This is an optimization exercise on Yosys and OpenROAD, whose aim is small area and a short achievable clock period, not a production implementation. Only simulation tests tie the RTL to the original design; equivalence was not proved. The series may have gaps, and a smaller design here may also do less where the tests do not look.

--- flow/design.v: outline only ---
// module fir_filter: 1385 lines
// module fa: 4 lines
// module ha: 4 lines
// module fa1: 4 lines
// module dec2: 3 lines
// module sel3: 3 lines
// module sel2: 3 lines
// module wmux: 3 lines
// module times3: 39 lines
// module cpa: 35 lines
module fir_filter
#(
    parameter NUM_ELEMENTS = 7
)
(
    input clk,
    input rst,
    input [ 7 : 0 ] weight_data,
    input [ 2 : 0 ] weight_idx,
    input weight_valid,
    output weight_ready,
    input [ 7 : 0 ] input_data,
    input input_valid,
    output input_ready,
    output [ 15 : 0 ] output_data,
    input output_ready,
    output output_valid
);
  // ...
==> flow/flow/run.sh <==
#!/bin/bash
# Standard layout, with stronger port buffers and timing repair aimed past the clock period.
set -euo pipefail
export BUFFER_PORTS_ARGS="-buffer_cell ${PORTBUF:-sky130_fd_sc_hd__buf_2}"
export SETUP_SLACK_MARGIN=${MARGIN:-6.5}
bash standard.sh > standard.log 2>&1
==> flow/standard.sh <==
#!/bin/bash
# synth_recipe.tcl (not shown) runs the flow's synth.tcl, then flattens the netlist and writes it again
# the make line also repeats each setting of config.mk as NAME=value (left out here)
make -C /OpenROAD-flow-scripts/flow DESIGN_CONFIG=/design/flow/config.mk WORK_HOME=/design/flow/orfs CLKGATE_MAP_FILE= SYNTH_SCRIPT=/design/flow/synth_recipe.tcl "${@:-finish}"
==> flow/config.mk <==
export PLATFORM = sky130hd
export DESIGN_NAME = fir_filter
export DESIGN_NICKNAME = fir_filter
export VERILOG_FILES = /design/flow/design.v
export SDC_FILE = /design/flow/constraint.sdc
export NUM_CORES = 4
export LEC_CHECK = 0
export CAP_MARGIN = 20
export CORE_MARGIN = 2
export CORE_UTILIZATION = 40
export CTS_BUF_LIST = sky130_fd_sc_hd__clkbuf_4 sky130_fd_sc_hd__clkbuf_8
export SLEW_MARGIN = 20
export SYNTH_HIERARCHICAL = 1
export SYNTH_MINIMUM_KEEP_SIZE = 0
==> flow/constraint.sdc <==
create_clock -name core_clock -period 13.0 [get_ports {clk}]
set_input_delay 2.6000 -clock core_clock [delete_from_list [all_inputs] [get_ports {clk}]]
set_output_delay 2.6000 -clock core_clock [all_outputs]
set_load 0.01 [all_outputs]
Figure 1. Cell area per tile (run 1).
Scale: 2 px per micron. The die is cut into 20 by 20 equal tiles; dark blue is low, red is high, 0 to 100% covered.
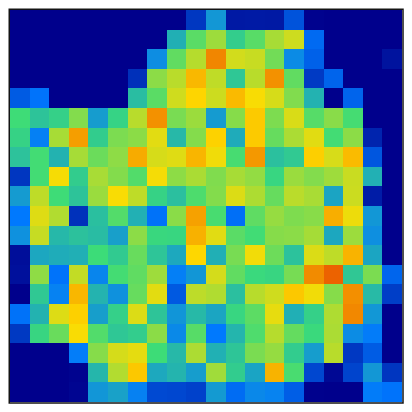
densest ninth of the die: middle
nearly empty tiles: 20%
emptiest ninth of the die: top left
fullest tile: 89%

Figure 2. Final layout (run 1).
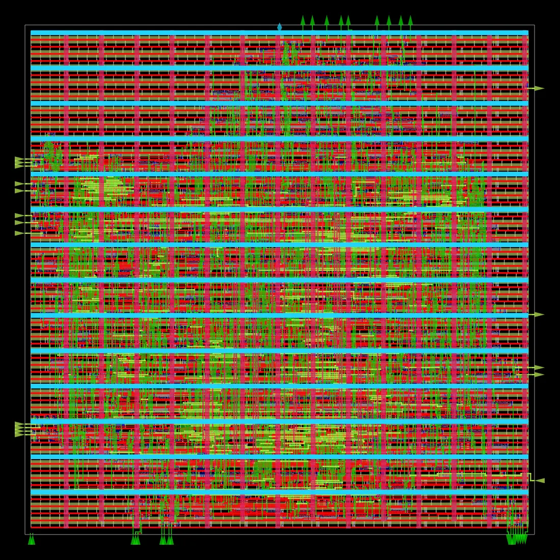
num ports: 43
final core occ: 43.9%

Figure 3. Placement by cell class (run 1).
Scale: 2 px per micron. Fill, decap, tap and diode cells in grey.
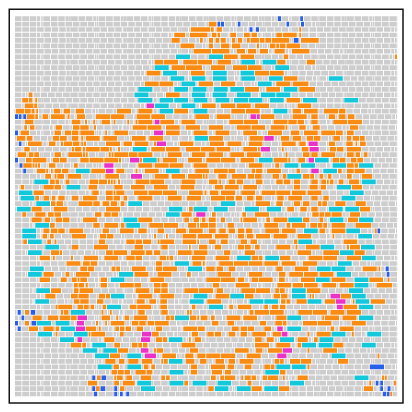
[blue] remaining buffers and delay cells | cells: 43
[cyan] registers | cells: 170
[orange] remaining logic cells | cells: 910
[magenta] clock drivers and dummy loads | cells: 32

==> flow_summary.yaml, run 1 <==
cts:
  cts_sinks: 170
  htreeDepth: 4
  cts_root_buf: "clkbuf_8"
  numCtsBuffers: 17
  cts_tree: "done"
  clk_pin_slew_worst_paths_ps: 110
  cts_max_path_buffers: 2
  insertion_delay_ps: 510
layout:
  layout-drive-gt1-share_pct: 21.8
  syn_to_final_growth_pct: 8.46
  fin_nets: 1496
  fillers: 3367
  num_antenna_cells: 0
sta:
  tns_ps: 0
  tightest_slew_ps: 715
  relSlewSlack_pct: 52.3
  period_needed_ps: 6430
  slew_violations: 0
  fmax_mhz: 156
  setup_viol: 0
  hold_viol: 0
  fin_crit_sh_pct: 49.4
  clock_skew_ps: 19.2
  rsz0062_at_grt: "true"
critical_path:
  ff2ff_path_depth: 13
  crit_path_end_kind: "flop"
  cp-start-kind: "primary input"
  crit_fanout: 63
  required_ps: 13380
  max_stage_delay_ps: 560
  arrival_ps: 6810
  crit_family: "adder cells"
  worst-setup-path-type: "in -> reg"
  cp_cell_sequence: "buf_2 > buf_12 > a31o_2 > mux2_4 > and2_2 > a222oi_1 > fa_1 > fa_1 > fa_1 > fa_1"
  path_common_cell: "fa_1"
  r2r_slack_ps: 7120
  crit_buf_inv: 2
  cp_slowest_cell: "a222oi_1"
  cp.depth: 10
job:
  timing.max_cap.violations: 0
drt:
  met2_length_mm: 20.8
  firstDrtPassIters: 11
  vias: 10400
  dr.max_layer_used: "met4"
  wirelength_met1_mm: 18.2
  wire_per_inst_microns: 27.6
  wl_mm: 44.8
  met3_wirelength_mm: 3.64
  via_per_inst: 6.39
  drt_iter0_markers: 2299
  drc: 0
  postRouteAntennaNets: 0
die:
  dieArea_sq_um: 38500
  rows: 70
  start_util_pct: 40.5
  fp.coreArea_sq_um: 36400
  die_h_microns: 196
  fp.dieW_microns: 196
synth:
  syn_area_per_cell_sq_um: 13.5
  synth_cells: 1096
  yosys_warnings: 7
  synth_area_sq_um: 14800
grt:
  grt_pass1_wl_mm: 68.6
  grt_pass1_vias: 10700
  grt_usage_pct: 24.3
  grt-ovfl-total: 0
  antenna_found_initial: 0
  grt_start_max_net_pins: 64
run_status:
  outcome: "no timing/DRC/antenna violations"
place:
  gp_congestion: 0.948
  io_buffers: 37
  dp_hpwl_mm: 35.9
min_path:
  hp-class: "reg -> reg"
  min_path_cells: 1
-- run 1: through the flow --
stage / hold WS, ps / utilization [%] / area, sq um / worst slack [ps] / instances
2_1_floorplan: 459 / - / 14800 / 6740 / 1098
3_3_place_gp: 465 / 42.3 / 15400 / 5570 / 1590
3_5_place_dp: 471 / 42.3 / 15400 / 5560 / 1590
4_1_cts: 495 / 43.6 / 15900 / 6430 / 1622
5_1_grt: 510 / 43.9 / 16000 / 6460 / 1623
6_report: 496 / 43.9 / 16000 / 6570 / 1623
-- run 1: cells in the final DEF (no fill, tap or decap), types with 2 or more instances in the layout --
master,instances
xor2_1,5
clkinvlp_4,2
nor2b_1,78
fa_1,279
inv_1,45
o21a_1,2
buf_2,37
dfxtp_1,169
and2b_2,28
a21o_2,4
and2_2,28
ha_1,38
conb_1,3
nand3_1,2
nor2b_4,4
a21o_1,3
a31o_2,3
fa_2,6
ha_4,6
buf_4,5
mux2_4,56
xnor2_1,4
clkinv_8,2
o21ai_2,2
a22oi_2,28
a222oi_1,196
inv_6,4
inv_8,5
nor2_1,2
nand2_1,57
nor3_1,2
nor2b_2,3
a21oi_1,5
and2b_1,2
clkbuf_8,17
-- run 1: metal layers --
metal | track usage [%] | up-vias
li1 | - | 4334
met4 | 10.9 | 0
met1 | 32.3 | 5350
met3 | 4.97 | 88
met2 | 38.6 | 599
met5 | 0 | -
-- run 1: cell type report --
| class | count | area (sq um) | share of cell area (%) |
|---|---|---|---|
| inverters | 45 | 169 | 1.06 |
| multi-input cells | 865 | 11200 | 70.1 |
| repair buffers | 43 | 243 | 1.52 |
| clock inverters | 15 | 153 | 0.954 |
| well taps | 468 | 586 | 3.66 |
| flip-flops and latches | 170 | 3400 | 21.3 |
| clock buffers | 17 | 234 | 1.46 |
-- run 1: timing repair --
item / CTS / global route
pin swaps: 6 / 6
gates resized for setup: 22 / 19
setup endpoints to repair: 57 / 39
setup buffers: 0 / 1
hold buffers: 0 / 0
gates cloned: 0 / 0
## Run 2: what changed since run 1
--- a/flow/design.v
+++ b/flow/design.v
@@ -34,19 +34,33 @@
     reg [7:0] v5;
     wire [7:0] wdr = rst ? 8'd0 : weight_data;
     wire [7:0] wn0;
-    wmux m0 (.s(rst | (weight_valid && weight_idx == 3'd0)), .a(w0), .b(wdr), .y(wn0));
+    wire ld0 = rst | (weight_valid && weight_idx == 3'd0);
+    wire kp0 = ~rst & ~(weight_valid && weight_idx == 3'd0);
+    wsel m0 (.k(kp0), .l(ld0), .a(w0), .b(wdr), .y(wn0));
     wire [7:0] wn1;
-    wmux m1 (.s(rst | (weight_valid && weight_idx == 3'd1)), .a(w1), .b(wdr), .y(wn1));
+    wire ld1 = rst | (weight_valid && weight_idx == 3'd1);
+    wire kp1 = ~rst & ~(weight_valid && weight_idx == 3'd1);
+    wsel m1 (.k(kp1), .l(ld1), .a(w1), .b(wdr), .y(wn1));
     wire [7:0] wn2;
-    wmux m2 (.s(rst | (weight_valid && weight_idx == 3'd2)), .a(w2), .b(wdr), .y(wn2));
+    wire ld2 = rst | (weight_valid && weight_idx == 3'd2);
+    wire kp2 = ~rst & ~(weight_valid && weight_idx == 3'd2);
+    wsel m2 (.k(kp2), .l(ld2), .a(w2), .b(wdr), .y(wn2));
     wire [7:0] wn3;
-    wmux m3 (.s(rst | (weight_valid && weight_idx == 3'd3)), .a(w3), .b(wdr), .y(wn3));
+    wire ld3 = rst | (weight_valid && weight_idx == 3'd3);
+    wire kp3 = ~rst & ~(weight_valid && weight_idx == 3'd3);
+    wsel m3 (.k(kp3), .l(ld3), .a(w3), .b(wdr), .y(wn3));
     wire [7:0] wn4;
-    wmux m4 (.s(rst | (weight_valid && weight_idx == 3'd4)), .a(w4), .b(wdr), .y(wn4));
+    wire ld4 = rst | (weight_valid && weight_idx == 3'd4);
+    wire kp4 = ~rst & ~(weight_valid && weight_idx == 3'd4);
+    wsel m4 (.k(kp4), .l(ld4), .a(w4), .b(wdr), .y(wn4));
     wire [7:0] wn5;
-    wmux m5 (.s(rst | (weight_valid && weight_idx == 3'd5)), .a(w5), .b(wdr), .y(wn5));
+    wire ld5 = rst | (weight_valid && weight_idx == 3'd5);
+    wire kp5 = ~rst & ~(weight_valid && weight_idx == 3'd5);
+    wsel m5 (.k(kp5), .l(ld5), .a(w5), .b(wdr), .y(wn5));
     wire [7:0] wn6;
-    wmux m6 (.s(rst | (weight_valid && weight_idx == 3'd6)), .a(w6), .b(wdr), .y(wn6));
+    wire ld6 = rst | (weight_valid && weight_idx == 3'd6);
+    wire kp6 = ~rst & ~(weight_valid && weight_idx == 3'd6);
+    wsel m6 (.k(kp6), .l(ld6), .a(w6), .b(wdr), .y(wn6));
     always @(posedge clk) begin
         w0 <= wn0;
         w1 <= wn1;
@@ -791,7 +805,7 @@
     wire s99, c100;
     fa us99 (.a(p3_0_0), .b(p4_0_0), .c(p5_0_0), .s(s99), .co(c100));
     wire s101, c102;
-    fa1 us101 (.a(p0_0_1), .b(p1_0_1), .s(s101), .co(c102));
+    fa us101 (.a(1'b1), .b(p0_0_1), .c(p1_0_1), .s(s101), .co(c102));
     wire s103, c104;
     fa us103 (.a(p2_0_1), .b(p3_0_1), .c(p4_0_1), .s(s103), .co(c104));
     wire s105, c106;
@@ -811,7 +825,7 @@
     wire s119, c120;
     fa us119 (.a(p4_1_1), .b(p5_0_3), .c(p5_1_1), .s(s119), .co(c120));
     wire s121, c122;
-    fa1 us121 (.a(p0_0_4), .b(p0_1_2), .s(s121), .co(c122));
+    fa us121 (.a(1'b1), .b(p0_0_4), .c(p0_1_2), .s(s121), .co(c122));
     wire s123, c124;
     fa us123 (.a(p0_2_0), .b(p1_0_4), .c(p1_1_2), .s(s123), .co(c124));
     wire s125, c126;
@@ -839,7 +853,7 @@
     wire s147, c148;
     fa us147 (.a(p6_0_5), .b(p6_1_3), .c(p6_2_1), .s(s147), .co(c148));
     wire s149, c150;
-    fa1 us149 (.a(p0_0_6), .b(p0_1_4), .s(s149), .co(c150));
+    fa us149 (.a(1'b1), .b(p0_0_6), .c(p0_1_4), .s(s149), .co(c150));
     wire s151, c152;
     fa us151 (.a(p0_2_2), .b(p0_3_0), .c(p1_0_6), .s(s151), .co(c152));
     wire s153, c154;
@@ -893,7 +907,7 @@
     wire s201, c202;
     fa us201 (.a(p6_0_8), .b(p6_1_6), .c(p6_2_4), .s(s201), .co(c202));
     wire s203, c204;
-    fa1 us203 (.a(p0_0_9), .b(p0_1_7), .s(s203), .co(c204));
+    fa us203 (.a(1'b1), .b(p0_0_9), .c(p0_1_7), .s(s203), .co(c204));
     wire s205, c206;
     fa us205 (.a(p0_2_5), .b(p0_3_3), .c(p1_0_9), .s(s205), .co(c206));
     wire s207, c208;
@@ -911,7 +925,7 @@
     wire s219, c220;
     fa us219 (.a(p5_3_3), .b(p6_0_9), .c(p6_1_7), .s(s219), .co(c220));
     wire s221, c222;
-    fa1 us221 (.a(p0_1_8), .b(p0_2_6), .s(s221), .co(c222));
+    fa us221 (.a(1'b1), .b(p0_1_8), .c(p0_2_6), .s(s221), .co(c222));
     wire s223, c224;
     fa us223 (.a(p0_3_4), .b(p1_1_8), .c(p1_2_6), .s(s223), .co(c224));
     wire s225, c226;
@@ -939,7 +953,7 @@
     wire s247, c248;
     fa us247 (.a(p6_1_9), .b(p6_2_7), .c(p6_3_5), .s(s247), .co(c248));
     wire s249, c250;
-    fa1 us249 (.a(p0_2_8), .b(p0_3_6), .s(s249), .co(c250));
+    fa us249 (.a(1'b1), .b(p0_2_8), .c(p0_3_6), .s(s249), .co(c250));
     wire s251, c252;
     fa us251 (.a(p1_2_8), .b(p1_3_6), .c(p2_2_8), .s(s251), .co(c252));
     wire s253, c254;
@@ -949,7 +963,7 @@
     wire s257, c258;
     fa us257 (.a(p5_3_6), .b(p6_2_8), .c(p6_3_6), .s(s257), .co(c258));
     wire s259, c260;
-    fa1 us259 (.a(p0_2_9), .b(p0_3_7), .s(s259), .co(c260));
+    fa us259 (.a(1'b1), .b(p0_2_9), .c(p0_3_7), .s(s259), .co(c260));
     wire s261, c262;
     fa us261 (.a(p1_2_9), .b(p1_3_7), .c(p2_2_9), .s(s261), .co(c262));
     wire s263, c264;
@@ -963,7 +977,7 @@
     wire s271, c272;
     fa us271 (.a(p3_3_8), .b(p4_3_8), .c(p5_3_8), .s(s271), .co(c272));
     wire s273, c274;
-    fa1 us273 (.a(p0_3_9), .b(p1_3_9), .s(s273), .co(c274));
+    fa us273 (.a(1'b1), .b(p0_3_9), .c(p1_3_9), .s(s273), .co(c274));
     wire s275, c276;
     fa us275 (.a(p2_3_9), .b(p3_3_9), .c(p4_3_9), .s(s275), .co(c276));
     wire s277, c278;
@@ -1446,6 +1460,9 @@
     wire p3_9 = p0_9 & p2_7;
     assign s = p ^ {g3_8, g2_7, g2_6, g2_5, g2_4, g1_3, g1_2, g0_1, g[0], 1'b0};
 endmodule
+module wsel (input k, input l, input [7:0] a, input [7:0] b, output [7:0] y);
+    assign y = (a & {8{k}}) | (b & {8{l}});
+endmodule
 module cpa (input [24:0] x, output [15:0] s);
     wire [15:0] a = {x[15], x[14], x[13], x[12], x[11], x[10], x[9], x[8], x[7], x[6], x[5], x[4], x[3], x[2], x[1], x[0]};
     wire [15:0] b = {x[24], x[23], x[22], x[21], x[20], x[19], x[18], x[17], x[16], 1'b0, 1'b0, 1'b0, 1'b0, 1'b0, 1'b0, 1'b0};
Figure 4. Signal wires on met4 (run 2).
Scale: 3 px per micron. Supply wires on this layer in grey.
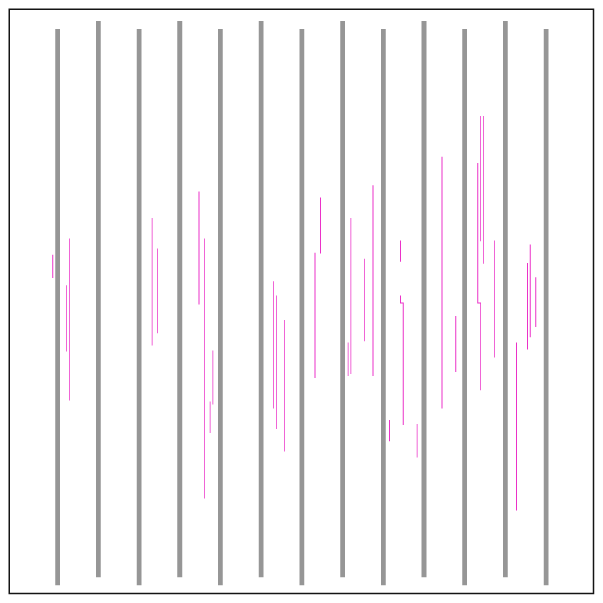
longest straight run: 86.4 microns
share of all routed wire: 2.7%
wire length on this layer: 1150 microns

Figure 5. Cell area per tile (run 2).
Scale: 2 px per micron. The die is cut into 19 by 19 equal tiles; dark blue is low, red is high, 0 to 100% covered.
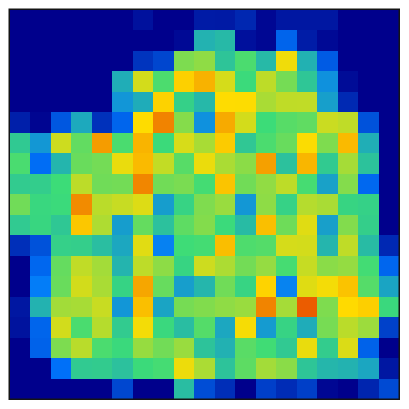
densest ninth of the die: middle
fullest tile: 90%
nearly empty tiles: 20%
tiles over 75% full: 7.2%

==> run 2 against run 1 <==
Cell count down 1.7%. Sequential share of layout area rose by 0.48 points. Register-to-register slack better by 20 ps. Design area decreased by 2.2%. Non-clock buffer count is 4 lower. Still clean on timing, DRC and antenna. Die area is 1.9% lower. Synthesized cell count is 1.5% lower. Critical path depth unchanged. Utilization rose by 0.074 points.
==> flow_summary.yaml, run 2 <==
run_status:
  outcome: "no timing/DRC/antenna violations"
grt:
  grt_pass1_wl_mm: 66.0
  use_met3_pct: 4.14
  grt-busiest-layer: "met2"
  grt_start_max_net_pins: 71
  grt_use_met2_pct: 39.6
  gr-usage-met1_pct: 30.2
  grt-ovfl-total: 0
  grt_usage_pct: 23.2
  grt_pass1_vias: 10700
  antenna_found_initial: 0
sta:
  fin_crit_sh_pct: 49.6
  slew_violations: 0
  holdWs_ps: 537
  fin_ws_ps: 6550
  rsz0062_at_grt: "true"
  tns_ps: 0
  hold_viol: 0
  relSlewSlack_pct: 46.9
  clock_skew_ps: 21.8
  tightest_slew_ps: 796
  setup_viol: 0
  fmax_mhz: 155
  period_needed_ps: 6450
layout:
  final_common_cell: "fa_1"
  layout-drive-gt1-share_pct: 18.1
  syn_to_final_growth_pct: 8.11
  num_antenna_cells: 0
  final_design_area_no_fill_sq_um: 15700
  layout_common_cells: "290 x fa_1, 196 x a222oi_1, 169 x dfxtp_1"
  fin_nets: 1476
critical_path:
  crit_family: "adder cells"
  crit_buf_inv: 2
  required_ps: 13370
  arrival_ps: 6820
  cp-start-kind: "primary input"
  ff2ff_path_depth: 12
  r2r_slack_ps: 7140
  max_stage_delay_ps: 590
  crit_fanout: 70
  cp_slowest_cell: "fa_1"
  path_common_cell: "fa_1"
  cp.depth: 10
  worst-setup-path-type: "in -> reg"
  crit_path_end_kind: "flop"
  cp_cell_sequence: "buf_2 > clkbuf_8 > a31oi_2 > a22o_1 > nor2b_1 > a222oi_1 > fa_1 > fa_1 > fa_1 > fa_1"
place:
  io_buffers: 37
  gp_congestion: 0.937
  place_area_sq_um: 15100
  pre_cts_slack_ps: 5650
  dp_hpwl_mm: 35.3
drt:
  wl_mm: 43.3
  via_per_inst: 6.43
  vias: 10300
  drc: 0
  drt_iter0_markers: 2034
  postRouteAntennaNets: 0
  firstDrtPassIters: 13
  wire_per_inst_microns: 27.1
die:
  fp.dieW_microns: 194
  rows: 69
  io_pins: 43
  start_util_pct: 40.7
  die_h_microns: 194
  dieArea_sq_um: 37700
  fp.coreArea_sq_um: 35600
job:
  timing.max_cap.violations: 0
cts:
  htreeDepth: 4
  clk_pin_slew_worst_paths_ps: 100
  cts_max_path_buffers: 2
  hold_buffers: 0
  numCtsBuffers: 17
  insertion_delay_ps: 490
  cts_sinks: 170
  cts_tree: "done"
  cts_root_buf: "clkbuf_8"
synth:
  synth_cells: 1080
  syn_area_per_cell_sq_um: 13.4
  synth_area_sq_um: 14500
  yosys_warnings: 7
min_path:
  min_path_cells: 1
  hp-class: "reg -> reg"
Figure 6. Drive-strength map (run 2).
Scale: 2 px per micron.
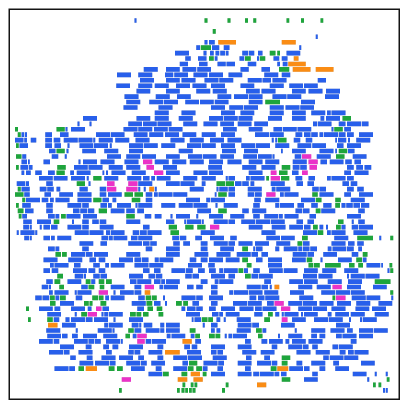
[green] x2 | cells: 161
[blue] x1 and smaller | cells: 929
[magenta] x6 and larger | cells: 27
[orange] x3 and x4 | cells: 18

[run 2: final cells by class]
cell class,instances,area [sq um]
Clock buffer,17,234
Clock inverter,15,135
Fill cell,3311,19900
Inverter,14,52.6
Multi-Input combinational cell,880,11000
Sequential cell,170,3400
Tap cell,461,577
Timing Repair Buffer,39,206
[run 2: worst register-to-register path: cells and delay by family (launching register included)]
kind | cells | cell delay (ps)
AOI/OAI and AO/OA | 1 | 400
adders and majority gates | 11 | 4890
DFF | 1 | 450
[run 2: what timing repair did]
| item | in CTS | in global routing |
|---|---|---|
| endpoints found under the setup margin | 53 | 51 |
| hold endpoints to repair | 0 | 0 |
| setup buffers | 0 | 1 |
| pin swaps | 5 | 8 |
| resized for setup | 13 | 39 |
[run 2: layer usage]
metal | vias up | wire [microns] | share of wire (%)
met3 | 72 | 3490 | 8.1
met5 | - | 0 | 0
met2 | 546 | 21100 | 49
met1 | 5293 | 17600 | 41
li1 | 4354 | - | -
met4 | 0 | 1150 | 2.7
[run 2: stage by stage]
stage	instances	util [%]
6_report	1596	44.0
5_1_grt	1596	44.0
3_5_place_dp	1563	42.3
2_1_floorplan	1090	-
4_1_cts	1595	43.5
3_3_place_gp	1563	42.3
## Run 3: what changed since run 2
==> flow/flow/run.sh (replaced) <==
#!/bin/bash
# Standard layout, with stronger port buffers and timing repair aimed past the clock period.
set -euo pipefail
export BUFFER_PORTS_ARGS="-buffer_cell ${PORTBUF:-sky130_fd_sc_hd__buf_2}"
export SETUP_SLACK_MARGIN=${MARGIN:-6.6}
bash standard.sh > standard.log 2>&1
--- a/flow/config.mk
+++ b/flow/config.mk
@@ -8,7 +8,7 @@
 export CAP_MARGIN = 20
 export CORE_MARGIN = 2
 export CORE_UTILIZATION = 40
-export CTS_BUF_LIST = sky130_fd_sc_hd__clkbuf_4 sky130_fd_sc_hd__clkbuf_8
+export CTS_BUF_LIST = sky130_fd_sc_hd__clkbuf_8
 export SLEW_MARGIN = 20
 export SYNTH_HIERARCHICAL = 1
 export SYNTH_MINIMUM_KEEP_SIZE = 0
Figure 7. Drive-strength map (run 3).
Scale: 2 px per micron.
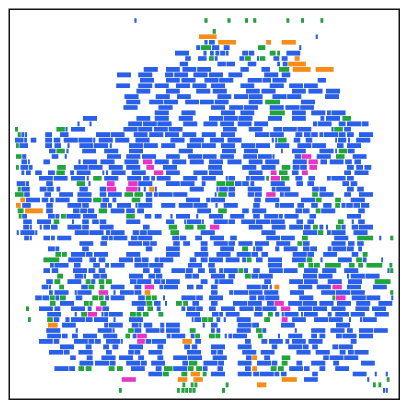
[blue] x1 and smaller | cells: 924
[green] x2 | cells: 164
[orange] x3 and x4 | cells: 23
[magenta] x6 and larger | cells: 27

Figure 8. Cell area per tile (run 3).
Scale: 2 px per micron. The die is cut into 19 by 19 equal tiles; dark blue is low, red is high, 0 to 100% covered.
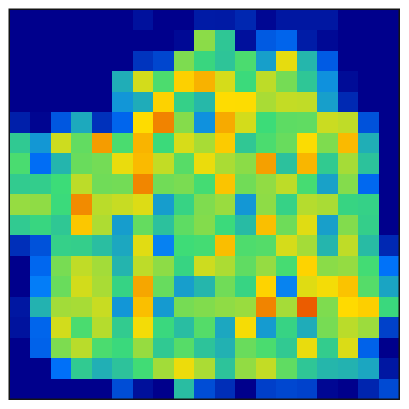
mean over tiles: 40%
fullest tile: 90%
densest ninth of the die: middle

==> run 3 against run 2 <==
Still clean. Utilization up 0.14 points. Non-clock buffer count rose by 3. Critical path depth up 1. Via count rose by 0.17%. Critical path type unchanged. Critical endpoint is now q12.
==> flow_summary.yaml, run 3 <==
sta:
  hold_viol: 0
  slew_violations: 0
  tns_ps: 0
  relSlewSlack_pct: 50.5
  period_needed_ps: 6380
  holdWs_ps: 535
  rsz0062_at_grt: "true"
  tightest_slew_ps: 743
  setup_viol: 0
  fmax_mhz: 157
  clock_skew_ps: 21.2
  fin_ws_ps: 6620
  fin_crit_sh_pct: 49.1
grt:
  grt_usage_pct: 23.3
  grt_pass1_wl_mm: 66.2
  grt-ovfl-total: 0
  grt_start_max_net_pins: 71
  grt_pass1_vias: 10700
  antenna_found_initial: 0
drt:
  wire_per_inst_microns: 27.1
  postRouteAntennaNets: 0
  via_per_inst: 6.43
  drc: 0
  firstDrtPassIters: 13
  vias: 10300
  drt_iter0_markers: 2144
layout:
  final_util_pct: 44.2
  final_common_cell: "fa_1"
  fin_nets: 1479
  seqCellArea_sq_um: 3410
  multi_input_area_sq_um: 11100
  layout-drive-gt1-share_pct: 18.8
  syn_to_final_growth_pct: 8.46
  fin_cells: 1599
  num_antenna_cells: 0
  layout_common_cells: "288 x fa_1, 196 x a222oi_1, 168 x dfxtp_1"
  fillers: 3318
min_path:
  min_path_cells: 1
  hp-class: "reg -> reg"
cts:
  cts_sinks: 170
  cts_max_path_buffers: 2
  insertion_delay_ps: 490
  clk_pin_slew_worst_paths_ps: 100
  numCtsBuffers: 17
  htreeDepth: 4
  cts_root_buf: "clkbuf_8"
  hold_buffers: 0
  cts_tree: "done"
die:
  dieArea_sq_um: 37700
  fp.coreArea_sq_um: 35600
  io_pins: 43
  die_h_microns: 194
  start_util_pct: 40.7
  fp.dieW_microns: 194
run_status:
  outcome: "no timing/DRC/antenna violations"
job:
  timing.max_cap.violations: 0
synth:
  yosys_warnings: 7
  syn_area_per_cell_sq_um: 13.4
  synth_cells: 1080
  synth_area_sq_um: 14500
place:
  io_buffers: 37
  pre_cts_slack_ps: 5650
  dp_cells: 1563
  dp_hpwl_mm: 35.3
  gp_congestion: 0.937
critical_path:
  crit_fanout: 12
  cp-start-kind: "primary input"
  ff2ff_path_depth: 12
  worst-setup-path-type: "in -> reg"
  arrival_ps: 6750
  crit_path_end_kind: "flop"
  r2r_slack_ps: 7130
  required_ps: 13370
Figure 9. Final layout (run 3).
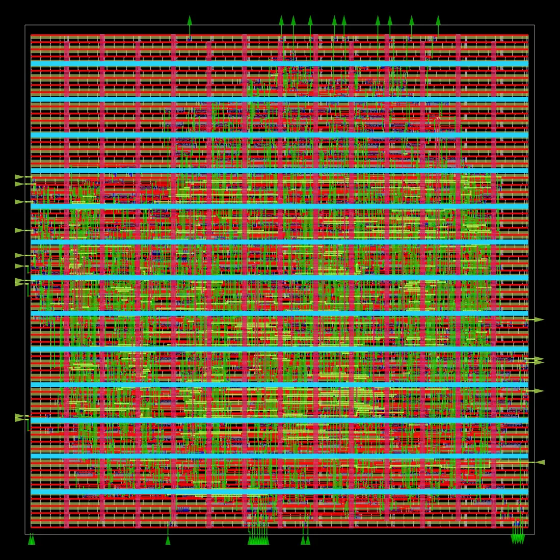
DRT Wirelength: 43.3 mm
Final Cell Area: 15700 sq um
# rows: 69

## run 3: critical path, cell delays in order
cell and delay [ps]:
clkbuf_4 190, ha_4 260, a21o_1 170, a21o_2 210, fa_1 370, xor2_1 220, a222oi_1 580, fa_2 660
fa_1 590, fa_1 450, fa_1 460
## run 3: area by class of cell
type,instances,area share [%]
sequential,170,21.7
tap,461,3.67
clock buffer,17,1.49
multi-input combinational,880,70.4
timing repair buffer,42,1.53
clock inverter,15,0.860
inverter,14,0.335
## run 3: metrics by stage
| step | cell area (sq um) |
|---|---|
| 6_report | 15700 |
| 5_1_grt | 15700 |
| 4_1_cts | 15600 |
| 3_5_place_dp | 15100 |
| 2_1_floorplan | 14500 |
| 3_3_place_gp | 15100 |
## run 3: repair_timing
item / 4_1_cts / 5_1_grt
endpoints found under the setup margin: 59 / 57
buffers inserted: 1 / 3
pin swaps: 7 / 17
resized for setup: 26 / 33
## run 3: per-layer routing
layer	up-vias	part of all wire [%]	global-route usage (%)
li1	4365	-	-
met1	5308	41	30.4
met2	533	49	39.8
met3	76	8.0	4.14
met4	0	2.6	6.37
met5	-	0	0

## static timing again, ports no longer ideal
No port has a modelled driver above. Below, the same layouts with a new extraction and two added sets of constraints. Step 1: set_driving_cell puts a clkbuf_16 on clk and a buf_2 on each other input, an assumption about the parent block. Step 2 times the ports against the registers' clock, not the clock port: input delays grow and output delays shrink by t, the midpoint of the rising clock arrivals with the driver on. Slacks: ideal / step 1 / step 2; pairs: ideal / step 1.
run | shift t [ns] | setup slack, ns | worst data-port slew with drivers (ns)
run 1 | 0.548 | 6.572 / 6.577 / 6.047 | 0.03
run 2 | 0.531 | 6.551 / 6.529 / 6.051 | 0.03
run 3 | 0.530 | 6.619 / 6.584 / 6.117 | 0.03
After both steps every run listed still meets setup and hold. For run 1, which loses most, drivers alone change the setup slack by +0.005 ns; drivers and shift together by -0.525 ns.
